This is an optimization exercise on Yosys and OpenROAD, whose aim is small area and a short achievable clock period, not a production implementation. At most, simulation tests tie the RTL to the original design; equivalence was not proved. Not every run is shown, and edits may drop behaviour that the tests do not exercise. The RTL of runs 2 and 3 was laid out without a check of its function.

==> flow/design.v, too long to show whole: its modules and the start of the top module <==
// module unified_computing_system: 2510 lines
module unified_computing_system (
    input      [15:0] d_a, input [15:0] d_b, input [1:0] op_code,
    input clk, input rstn, input en_a, input en_b, input en_result,
    input cin, input bin,
    output reg [31:0] result, output reg [15:0] remainder,
    output reg cout, output reg bout, output reg overflow_flag, output reg error_flag);
  // ...
==> flow/flow/run.sh <==
#!/bin/bash
# Standard ORFS layout, with a larger setup repair margin and minimum-size port buffers.
set -euo pipefail
bash standard.sh SETUP_SLACK_MARGIN=14 "BUFFER_PORTS_ARGS=-buffer_cell sky130_fd_sc_hd__buf_1" "SYNTH_ARGS=-noabc" finish > standard_flow.log 2>&1
==> flow/standard.sh <==
#!/bin/bash
# synth_recipe.tcl (not shown) runs the flow's synth.tcl, then flattens the netlist and writes it again
# the make line also repeats each setting of config.mk as NAME=value (left out here)
make -C /OpenROAD-flow-scripts/flow DESIGN_CONFIG=/design/flow/config.mk WORK_HOME=/design/flow/orfs CLKGATE_MAP_FILE= SYNTH_SCRIPT=/design/flow/synth_recipe.tcl "${@:-finish}"
==> flow/config.mk <==
export PLATFORM = sky130hd
export DESIGN_NAME = unified_computing_system
export DESIGN_NICKNAME = unified_computing_system
export VERILOG_FILES = /design/flow/design.v
export SDC_FILE = /design/flow/constraint.sdc
export NUM_CORES = 4
export LEC_CHECK = 0
export ABC_AREA = 1
export CAP_MARGIN = 20
export CORE_MARGIN = 2
export CORE_UTILIZATION = 60
export SLEW_MARGIN = 20
==> flow/constraint.sdc <==
create_clock -name core_clock -period 26.0 [get_ports {clk}]
set_input_delay 5.2000 -clock core_clock [delete_from_list [all_inputs] [get_ports {clk}]]
set_output_delay 5.2000 -clock core_clock [all_outputs]
set_load 0.01 [all_outputs]
### Supply network, run 1

The bar under the picture is 50 um long. Pins as bars on the die edge. Tap cells in grey.
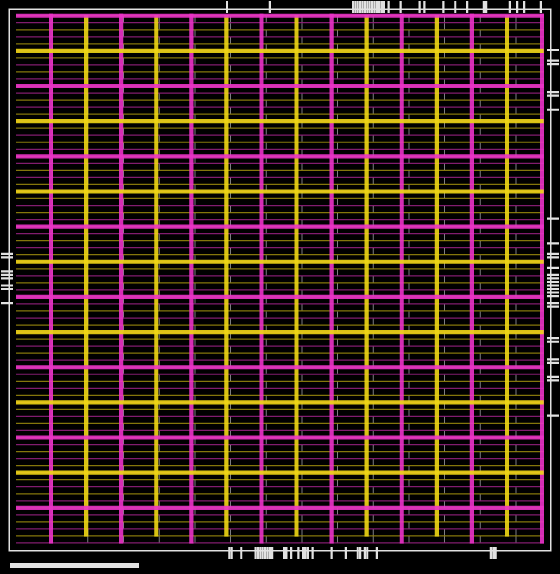
legend:
  yellow:
    net: VDD
  magenta:
    net: VSS
signal pins: 93
tap cells: 539
Core ar.: 0.0417 mm2
horizontal die dimension: 209 um
Vert. Die Dim: 209 um

### Cell classes on the final placement, run 1

Fill, decap, tap and diode cells in grey.
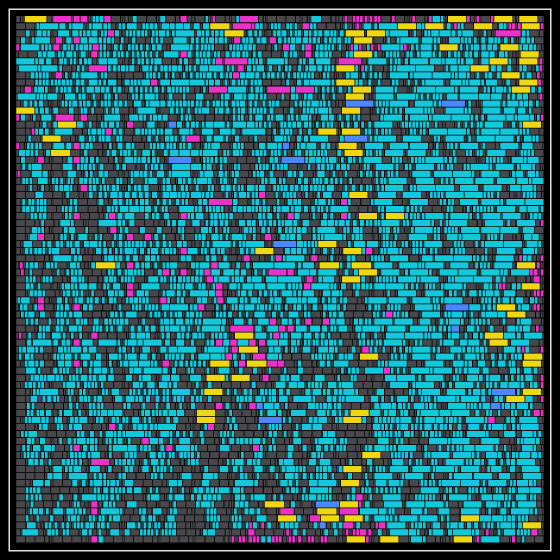
legend:
  magenta:
    class: other buffers and delay cells
    cells: 221
    share_of_their_area: 6.0%
  yellow:
    class: flip-flops
    cells: 84
    share_of_their_area: 6.4%
  cyan:
    class: all other logic
    cells: 3759
    share_of_their_area: 86%
  blue:
    class: clock drivers and dummy loads
    cells: 16
    share_of_their_area: 1.2%
standard-cell row count: 75
design area: 0.0272 mm2
final core utilization: 65.3%
sequential share of cell area: 6.25%

### Routed metal, one colour a layer, run 1

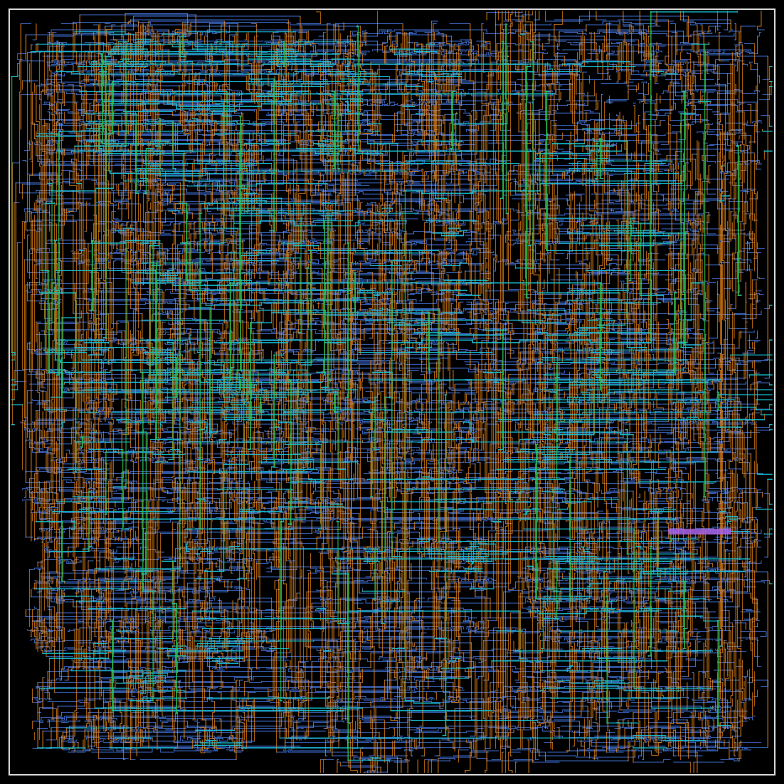
legend:
  blue:
    layer: met1
    wire_length: 35.5 mm
  cyan:
    layer: met3
    wire_length: 9430 um
  orange:
    layer: met2
    wire_length: 41.9 mm
  purple:
    layer: met5
    wire_length: 15.6 um
  green:
    layer: met4
    wire_length: 4680 um
sum of routed wire length over all layers: 91600 um
total number of vias: 26917
post-DR wirelength/cell: 19.8 um
GRT Overall Usage: 40.5%

==> implementation parameters, run 1 <==
Parameter                              Value

Status
  Status  no timing/DRC/antenna violations

Routing
  # DRC    0
  Average via count per standard cell    5.83
  First DRT Iteration DRCs    2638
  TritonRoute pass-1 iters    8
  Total met2 wirelength after detailed routing    41900 um
  Met3 WL    9430 um
  Uppermost routed layer    met5
  Detailed-route wire length on metal 1    35500 um

STA
  Worst-case clock skew    23.0 ps
  Timing-limited maximum frequency    87.9 MHz
  Final setup slack of the worst path    14630 ps
  Minimum clock period after layout    11370 ps
  Final setup violation count    0
  Number of hold violations in the final report    0
  Slew at the pin with the worst max-slew slack    1110 ps
  Count of pins over their slew limit    0
  Fraction of the cycle the final worst path needs    43.7%
  Worst-case headroom to the max-slew limit    26.2%
  Setup TNS after final layout    0 ps
  Post-Route Hold Slack    467 ps

Finish
  Leading cell types in the layout, fill and taps excluded    1274 x sky130_fd_sc_hd__nand2_1, 564 x sky130_fd_sc_hd__inv_1, 377 x sky130_fd_sc_hd__nand3_1
  Clock buffer count in the final layout    9
  Fillers    3917
  Total number of multi-input combinational cells    3099
  Area-dominant cell class after layout    multi-input gates
  Sequential standard cell area    0.00170 mm2
  Fraction of area in multi-input gates    74.9%
  Most common library cell in the layout ignoring fill and taps    sky130_fd_sc_hd__nand2_1
  Number of ordinary and repair buffers in the finished layout    221
  Number of inserted diodes    1
  Non-filler cells, final    4620
  Multi-input gate area in the final layout    0.0204 mm2
  Count of inverters not on the clock network in the layout    660
  Fraction of final layout cells sized beyond drive strength 1    14.5%
  Clock distribution area overhead in the final layout    1.13%
  Area added between synthesis and finish    7.95%
  Non-clock buffer contribution to total cell area    5.81%

Placed design
  Detailed placer's ending HPWL    65700 um
  Number of buffers inserted by port buffering    92
  Placed inst area    0.0254 mm2
  Post-Place Setup Slack    12570 ps

Die
  I/O pin cnt    93
  Initial cell density of the core    60.5%
  Area enclosed by the die boundary    0.0437 mm2
  Number of well taps    539

Clock network
  Root buf cell    sky130_fd_sc_hd__clkbuf_16
  Post-cts hold buffer count    0
  CTS H-Tree Depth    3
  Clock latency of the later-clocked register in the worst-skew pair    400 ps
  Number of sinks driven by the clock tree    84
  Maximum clock path buffer count    2
  Clock transition at path regs    90 ps
  CTS Buf Count    9
  Post_cts resized    32
  Clock tree from TritonCTS    built

Global route
  Antenna violations before repair    2
  Met2 Use GR    67.8%
  Overall overflow remaining after global route    0
  Largest net degree at the start of global routing    52
  Met3 Usage GRT    7.54%
  Wire length of the first global-routing pass    138000 um
  Most heavily used metal layer in global routing    met2
  M1 GR Usage    50.5%
  Via count of the first global-routing pass    25630

Synth
  Synthesized-area fraction occupied by adder cells    25.7%
  Post-Synthesis Cells    3998
  Post-synthesis sequential area ratio    6.67%
  Portion of netlist area occupied by mux cells    0%
  Asr flop ratio synth    0%
  Number of enable-type register cells in the synthesized netlist    0
  Unique cell type count in the Yosys netlist    64
  Register bit total from synthesis    84
  Post-synthesis net count    4413
  Fraction of synthesized cell area in xor and xnor cells    3.79%
  Main flop type after synthesis    sky130_fd_sc_hd__dfxtp_1
  Share of the synthesized area in compound gates (AO/OA/AOI/OAI)    9.47%
  Main combinational cell family by area after synthesis    simple AND/OR/NAND/NOR gates
  Cell area after synthesis    0.0252 mm2
  Ys Warns    1
  Top cells by area, synth    sky130_fd_sc_hd__nand2_1 19%, sky130_fd_sc_hd__fa_1 19%, sky130_fd_sc_hd__inv_1 8.6%
  Area leader, netlist    sky130_fd_sc_hd__nand2_1
  Most frequent cell after synthesis    sky130_fd_sc_hd__nand2_1
  Synthesized-area fraction occupied by and/or/nand/nor cells    39.9%
  Ranking of synthesized cells by instance count    1285 x sky130_fd_sc_hd__nand2_1, 576 x sky130_fd_sc_hd__inv_1, 385 x sky130_fd_sc_hd__nand3_1
  Area fraction of the dominant cell type after synthesis    19.1%

Setup path
  Highest net fanout along the worst path    18
  Most frequent CP cell    sky130_fd_sc_hd__nand2_1
  CP bufs+invs    12
  Slowest stage cell on the critical path    sky130_fd_sc_hd__fa_1
  Worst path top cell family by delay    simple AND/OR/NAND/NOR gates
  Category of the worst setup path capture point    flop
  FF-to-FF path depth    83
  Delay of the slowest cell on the worst path    430 ps
  Type of element launching the critical path    flop
  Worst R2R Setup Slack    14630 ps
  Number of cells on the critical path    83

Job
  Number of maximum-capacitance violations    0

Hold path
  Class of the most critical hold timing path    reg2reg
==> run 2: too many edits to list; what changed since run 1 <==
flow/design.v: 2510 -> 2428 lines; modules unchanged: 0
  unified_computing_system: edited, 2510 -> 2428 lines
### Cell classes on the final placement, run 2

Fill, decap, tap and diode cells in grey.
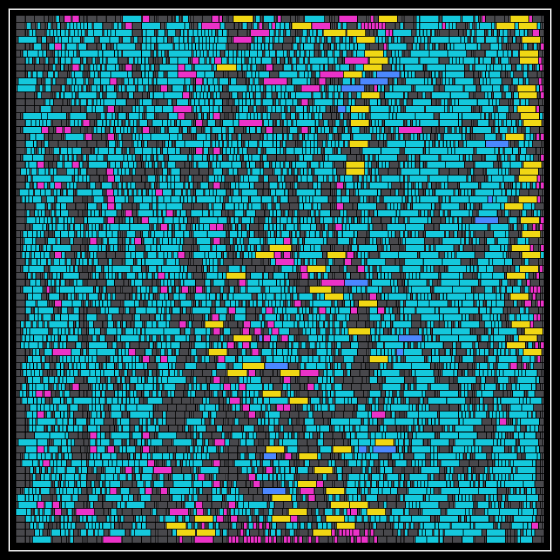
legend:
  magenta:
    class: other buffers and delay cells
    cells: 267
    share_of_their_area: 7.2%
  yellow:
    class: flip-flops
    cells: 84
    share_of_their_area: 6.2%
  cyan:
    class: all other logic
    cells: 3574
    share_of_their_area: 85%
  blue:
    class: clock drivers and dummy loads
    cells: 16
    share_of_their_area: 1.1%
final core utilization: 65.8%
design area: 0.0281 mm2
standard-cell row count: 76
sequential share of cell area: 6.08%

### Congestion heat map, run 2

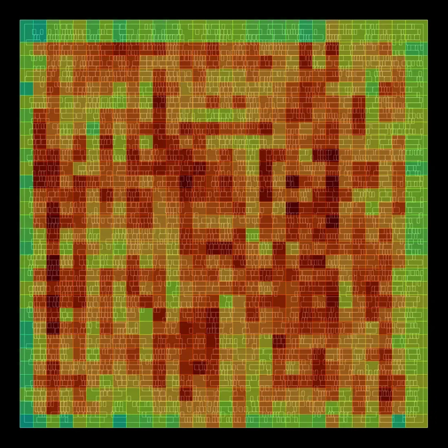
M1 GR Usage: 48.8%
GRT Overall Usage: 39.2%

### Routed clock nets over the placement, run 2

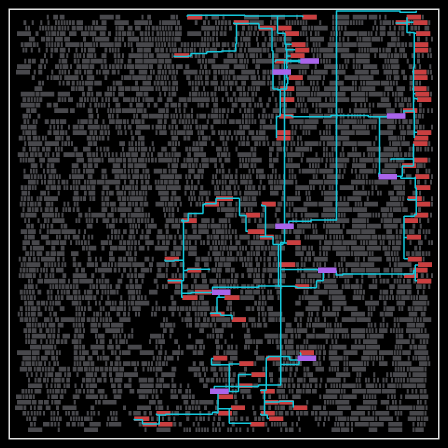
legend:
  purple:
    item: cells driving clock nets
    count: 9
  cyan:
    item: clock wires
    length: 1550 um
  red:
    item: flip-flops
    count: 84
routed clock nets: 10
clock latency of the later-clocked register in the worst-skew pair: 380 ps
worst-case clock skew: 16.1 ps

### Supply network, run 2

The bar under the picture is 50 um long. Pins as bars on the die edge. Tap cells in grey.
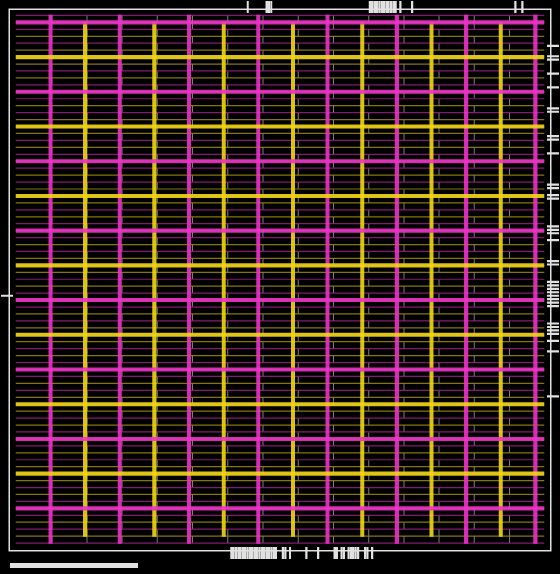
legend:
  yellow:
    net: VDD
  magenta:
    net: VSS
met4 straps: 15
met1 rails: 77
tap cells: 546
signal pins: 93
met5 straps: 15
horizontal die dimension: 212 um
Vert. Die Dim: 212 um

==> implementation parameters, run 2 <==
Parameter                              Value

Finish
  Fraction of final layout cells sized beyond drive strength 1    20.9% (+6.4 points)
  Sequential standard cell area    0.00171 mm2 (+0.66%)
  Leading cell types in the layout, fill and taps excluded    1097 x sky130_fd_sc_hd__nand2_1, 511 x sky130_fd_sc_hd__inv_1, 316 x sky130_fd_sc_hd__nand3_1
  Fraction of area in multi-input gates    74.5% (-0.43 points)
  Non-clock buffer contribution to total cell area    7.07% (+1.3 points)
  Multi-input gate area in the final layout    0.0210 mm2 (+2.8%)
  Total number of multi-input combinational cells    2954 (-4.7%)
  Area-dominant cell class after layout    multi-input gates
  Number of inserted diodes    0 (-1)
  Most common library cell in the layout ignoring fill and taps    sky130_fd_sc_hd__nand2_1
  Number of ordinary and repair buffers in the finished layout    267 (+21%)
  Count of inverters not on the clock network in the layout    620 (-6.1%)
  Clock distribution area overhead in the final layout    1.08% (-0.051 points)
  Clock buffer count in the final layout    11 (+2)
  Non-filler cells, final    4487 (-2.9%)
  Area added between synthesis and finish    8.83%

STA
  Worst-case headroom to the max-slew limit    9.97% (-16 points)
  Count of pins over their slew limit    0 (unchanged)
  Minimum clock period after layout    11350 ps (-25.7 ps)
  Final setup violation count    0 (unchanged)
  Timing-limited maximum frequency    88.1 MHz (+0.23%)
  Number of hold violations in the final report    0 (unchanged)
  Post-Route Hold Slack    461 ps (-5.91 ps)

Routing
  Total met2 wirelength after detailed routing    40400 um (-3.6%)
  Average via count per standard cell    5.73 (-1.6%)
  TritonRoute pass-1 iters    6 (-2)
  Sum of routed wire length over all layers    89400 um (-2.4%)
  Post-DR wirelength/cell    19.9 um (+0.49%)
  Detailed-route wire length on metal 1    34500 um (-2.7%)
  First DRT Iteration DRCs    2424 (-8.1%)
  Total number of vias    25728 (-4.4%)

Synth
  Share of the synthesized area in compound gates (AO/OA/AOI/OAI)    9.13% (-0.34 points)
  Post-synthesis net count    4240 (-3.9%)
  Ranking of synthesized cells by instance count    1113 x sky130_fd_sc_hd__nand2_1, 524 x sky130_fd_sc_hd__inv_1, 325 x sky130_fd_sc_hd__nand3_1
  Synthesized-area fraction occupied by adder cells    26.0% (+0.24 points)
  Number of enable-type register cells in the synthesized netlist    0 (unchanged)
  Ys Warns    1 (unchanged)
  Post-Synthesis Cells    3814 (-4.6%)
  Register bit total from synthesis    84 (unchanged)
  Most frequent cell after synthesis    sky130_fd_sc_hd__nand2_1
  Main flop type after synthesis    sky130_fd_sc_hd__dfxtp_1
  Cell area after synthesis    0.0259 mm2 (+2.6%)
  Fraction of synthesized cell area in xor and xnor cells    3.93% (+0.14 points)
  Asr flop ratio synth    0% (unchanged)
  Main combinational cell family by area after synthesis    simple AND/OR/NAND/NOR gates
  Area fraction of the dominant cell type after synthesis    19.4% (+0.29 points)
  Top cells by area, synth    sky130_fd_sc_hd__fa_1 19%, sky130_fd_sc_hd__nand2_1 16%, sky130_fd_sc_hd__inv_1 7.6%

Global route
  Overall overflow remaining after global route    0 (unchanged)
  Met2 Use GR    64.6% (-3.2 points)
  Via count of the first global-routing pass    24708 (-3.6%)
  Wire length of the first global-routing pass    135000 um (-2.4%)
  Met3 Usage GRT    5.86% (-1.7 points)
  Antenna violations before repair    1 (-1)

Die
  Area enclosed by the die boundary    0.0448 mm2 (+2.5%)
  Initial cell density of the core    60.4% (-0.062 points)
  Core ar.    0.0428 mm2 (+2.7%)
  Number of well taps    546 (+1.3%)
  I/O pin cnt    93 (unchanged)

Clock network
  Clock transition at path regs    70 ps (-20 ps)
  CTS H-Tree Depth    3 (unchanged)
  Clock tree from TritonCTS    built
  Number of sinks driven by the clock tree    84 (unchanged)
  Maximum clock path buffer count    2 (unchanged)
  Root buf cell    sky130_fd_sc_hd__clkbuf_16

Setup path
  Type of element launching the critical path    flop
  Number of cells on the critical path    87 (+4.8%)
  Slowest stage cell on the critical path    sky130_fd_sc_hd__fa_1

Status
  Status  no timing/DRC/antenna violations

Placed design
  Detailed placer's ending HPWL    64500 um (-1.9%)

Job
  Number of maximum-capacitance violations    0 (unchanged)

Hold path
  Class of the most critical hold timing path    reg2reg
--- run 3: outline of the changes from run 2 ---
flow/design.v: 2428 -> 2761 lines; modules unchanged: 0
  unified_computing_system: edited, 2428 -> 2761 lines
==> flow/flow/run.sh (replaced) <==
#!/bin/bash
# Standard ORFS layout, with a larger setup repair margin and minimum-size port buffers.
set -euo pipefail
bash standard.sh SETUP_SLACK_MARGIN=16 "BUFFER_PORTS_ARGS=-buffer_cell sky130_fd_sc_hd__buf_1" "SYNTH_ARGS=-noabc" finish > standard_flow.log 2>&1
### Routed metal, one colour a layer, run 3

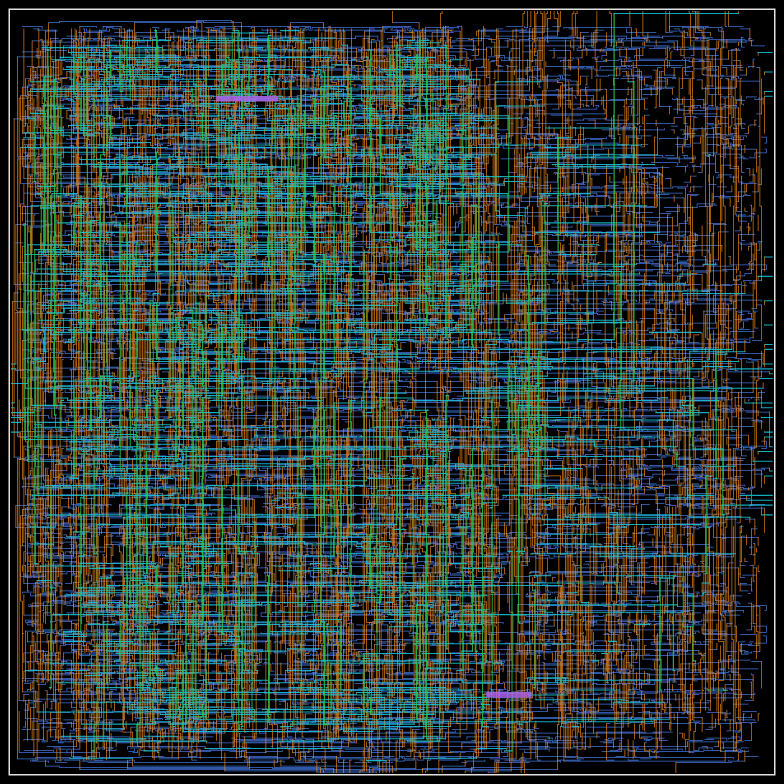
legend:
  purple:
    layer: met5
    wire_length: 26.7 um
  orange:
    layer: met2
    wire_length: 46.7 mm
  blue:
    layer: met1
    wire_length: 39.5 mm
  green:
    layer: met4
    wire_length: 9230 um
  cyan:
    layer: met3
    wire_length: 14900 um
total number of vias: 31252
sum of routed wire length over all layers: 110000 um
GRT Overall Usage: 44.2%
post-DR wirelength/cell: 21.4 um

### Finished layout with every layer on, run 3

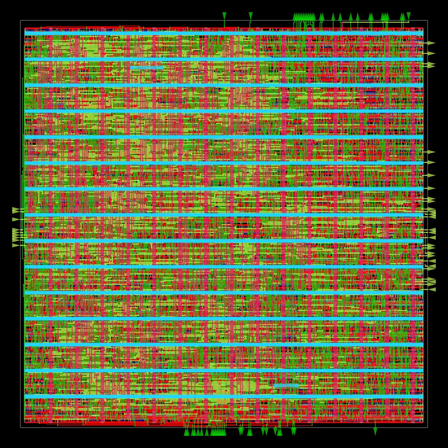
I/O pin cnt: 93
design area: 0.0339 mm2
non-filler cells, final: 5162

### Congestion heat map, run 3

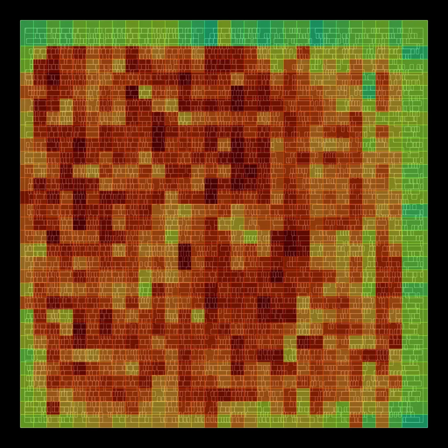
met3 Usage GRT: 9.94%
most heavily used metal layer in global routing: met2
M1 GR Usage: 56.6%
met2 Use GR: 69.3%
final core utilization: 78.5%

### Routed clock nets over the placement, run 3

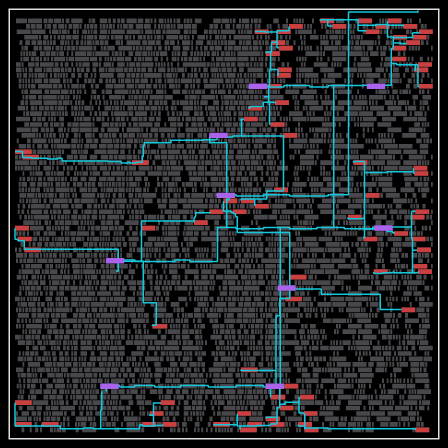
legend:
  red:
    item: flip-flops
    count: 84
  purple:
    item: cells driving clock nets
    count: 9
  cyan:
    item: clock wires
    length: 2080 um
routed clock nets: 10
worst-case clock skew: 18.8 ps
clock latency of the later-clocked register in the worst-skew pair: 420 ps

==> implementation parameters, run 3 <==
Parameter                              Value

Placed design
  Detailed placer's ending HPWL    68000 um (+5.5%)
  RePlAce Congestion    0.986
  Post-Place Setup Slack    13210 ps
  Number of buffers inserted by port buffering    92
  Placed inst area    0.0267 mm2

Synth
  Post-Synthesis Cells    4195 (+10%)
  Synthesized-area fraction occupied by and/or/nand/nor cells    39.8%
  Area leader, netlist    sky130_fd_sc_hd__nand2_1
  Number of enable-type register cells in the synthesized netlist    0 (unchanged)
  Synthesized-area fraction occupied by adder cells    25.8% (-0.12 points)
  Post-synthesis sequential area ratio    6.39%
  Area fraction of the dominant cell type after synthesis    19.2% (-0.21 points)
  Main flop type after synthesis    sky130_fd_sc_hd__dfxtp_1
  Top cells by area, synth    sky130_fd_sc_hd__nand2_1 19%, sky130_fd_sc_hd__fa_1 19%, sky130_fd_sc_hd__inv_1 8.8%
  Post-synthesis net count    4631 (+9.2%)
  Main combinational cell family by area after synthesis    simple AND/OR/NAND/NOR gates
  Ranking of synthesized cells by instance count    1349 x sky130_fd_sc_hd__nand2_1, 620 x sky130_fd_sc_hd__inv_1, 443 x sky130_fd_sc_hd__nand3_1
  Mean post-synth cell area    6.28 um2
  Ys Warns    1 (unchanged)
  Share of the synthesized area in compound gates (AO/OA/AOI/OAI)    9.83% (+0.70 points)
  Asr flop ratio synth    0% (unchanged)
  Fraction of synthesized cell area in xor and xnor cells    3.92% (-0.0054 points)
  Most frequent cell after synthesis    sky130_fd_sc_hd__nand2_1
  Register bit total from synthesis    84 (unchanged)
  Cell area after synthesis    0.0263 mm2 (+1.9%)
  Portion of netlist area occupied by mux cells    0%

Clock network
  Post_cts resized    299
  Maximum clock path buffer count    2 (unchanged)
  Root buf cell    sky130_fd_sc_hd__clkbuf_16
  Number of sinks driven by the clock tree    84 (unchanged)
  Clock transition at path regs    90 ps (+20 ps)
  Number of buffers inserted to repair setup after CTS    176
  CTS H-Tree Depth    3 (unchanged)
  Post-cts hold buffer count    0
  Clock tree from TritonCTS    built

STA
  Post-Route Hold Slack    464 ps (+2.60 ps)
  Setup repair after global routing missed its margin    yes
  Final setup violation count    0 (unchanged)
  Final setup slack of the worst path    15510 ps
  Count of pins over their slew limit    1 (+1)
  Timing-limited maximum frequency    95.3 MHz (+8.2%)
  Worst-case headroom to the max-slew limit    -0.303% (-10 points)
  Minimum clock period after layout    10490 ps (-859 ps)
  Number of hold violations in the final report    0 (unchanged)

Setup path
  Slowest stage cell on the critical path    sky130_fd_sc_hd__fa_2
  Delay of the slowest cell on the worst path    610 ps
  Worst path top cell family by delay    simple AND/OR/NAND/NOR gates
  FF-to-FF path depth    78
  CP bufs+invs    17
  Data arrival time of the critical path    10800 ps
  Type of element launching the critical path    flop
  Most frequent CP cell    sky130_fd_sc_hd__nand2_2
  Data required time at the worst endpoint    26310 ps
  Type of the setup path with the least slack    reg2reg
  Highest net fanout along the worst path    13
  Number of cells on the critical path    78 (-10%)

Finish
  Fraction of area in multi-input gates    71.1% (-3.4 points)
  Count of inverters not on the clock network in the layout    682 (+10%)
  Area added between synthesis and finish    28.7%
  Sequential standard cell area    0.00173 mm2 (+1.2%)
  Clock distribution area overhead in the final layout    1.00% (-0.076 points)
  Sequential share of cell area    5.11% (-0.97 points)
  Clock buffer count in the final layout    10 (-1)
  Number of inserted diodes    1 (+1)
  Number of ordinary and repair buffers in the finished layout    512 (+92%)
  Area-dominant cell class after layout    multi-input gates
  Non-clock buffer contribution to total cell area    12.5% (+5.4 points)
  Fraction of final layout cells sized beyond drive strength 1    28.5% (+7.6 points)
  Number of sequential storage elements    84
  Multi-input gate area in the final layout    0.0241 mm2 (+15%)
  Flip-flop count of the largest register after layout    32
  Most common library cell in the layout ignoring fill and taps    sky130_fd_sc_hd__nand2_1
  Total number of multi-input combinational cells    3282 (+11%)
  Number of nets in the finished design    5007
  Leading cell types in the layout, fill and taps excluded    1134 x sky130_fd_sc_hd__nand2_1, 592 x sky130_fd_sc_hd__inv_1, 337 x sky130_fd_sc_hd__buf_4

Routing
  Uppermost routed layer    met5
  Total met2 wirelength after detailed routing    46700 um (+16%)
  # DRC    0
  Average via count per standard cell    6.05 (+5.6%)
  Detailed-route wire length on metal 1    39500 um (+14%)
  Post-route ant nets    0
  TritonRoute pass-1 iters    10 (+4)
  Met3 WL    14900 um
  First DRT Iteration DRCs    3755 (+55%)

Die
  Horizontal die dimension    214 um (+0.91%)
  Number of well taps    585 (+7.1%)
  Standard-cell row count    76 (unchanged)
  Vert. Die Dim    214 um (+0.91%)
  Core ar.    0.0432 mm2 (+0.89%)
  Initial cell density of the core    61.0% (+0.58 points)
  Area enclosed by the die boundary    0.0456 mm2 (+1.8%)

Job
  Number of maximum-capacitance violations    1 (+1)

Status
  List of failed layout checks      capacitance limit, slew limit
  Status    complete, but fails checks

Global route
  Antenna violations before repair    2 (+1)
  Largest net degree at the start of global routing    52
  Via count of the first global-routing pass    27391 (+11%)
  Wire length of the first global-routing pass    153000 um (+14%)
  Overall overflow remaining after global route    0 (unchanged)

Hold path
  Hold Path Cell Cnt    2
  Class of the most critical hold timing path    reg2reg

-- what the ideal ports hide --
The flow's constraints put no driver on any port. The routed layouts listed below were extracted and timed again, unchanged, in two steps. Step 1 (the two cells are an assumption about what drives the block):
set clk [get_ports {clk}]
set_driving_cell -lib_cell sky130_fd_sc_hd__clkbuf_16 $clk
set_driving_cell -lib_cell sky130_fd_sc_hd__buf_2 [delete_from_list [all_inputs] $clk]
Step 2 times the ports against the registers' clock, not the clock port: input delays grow and output delays shrink by t, the midpoint of the rising clock arrivals with the driver on. Three values: ideal, step 1, step 2; two values: the first two.
run | t, ns | setup WS [ns] | hold slack, ns
run 1 | 0.451 | 14.628 / 14.628 / 14.628 | 0.467 / 0.467 / 0.467
run 2 | 0.427 | 14.653 / 14.653 / 14.653 | 0.461 / 0.461 / 0.461
run 3 | 0.466 | 15.512 / 15.512 / 15.512 | 0.464 / 0.464 / 0.464
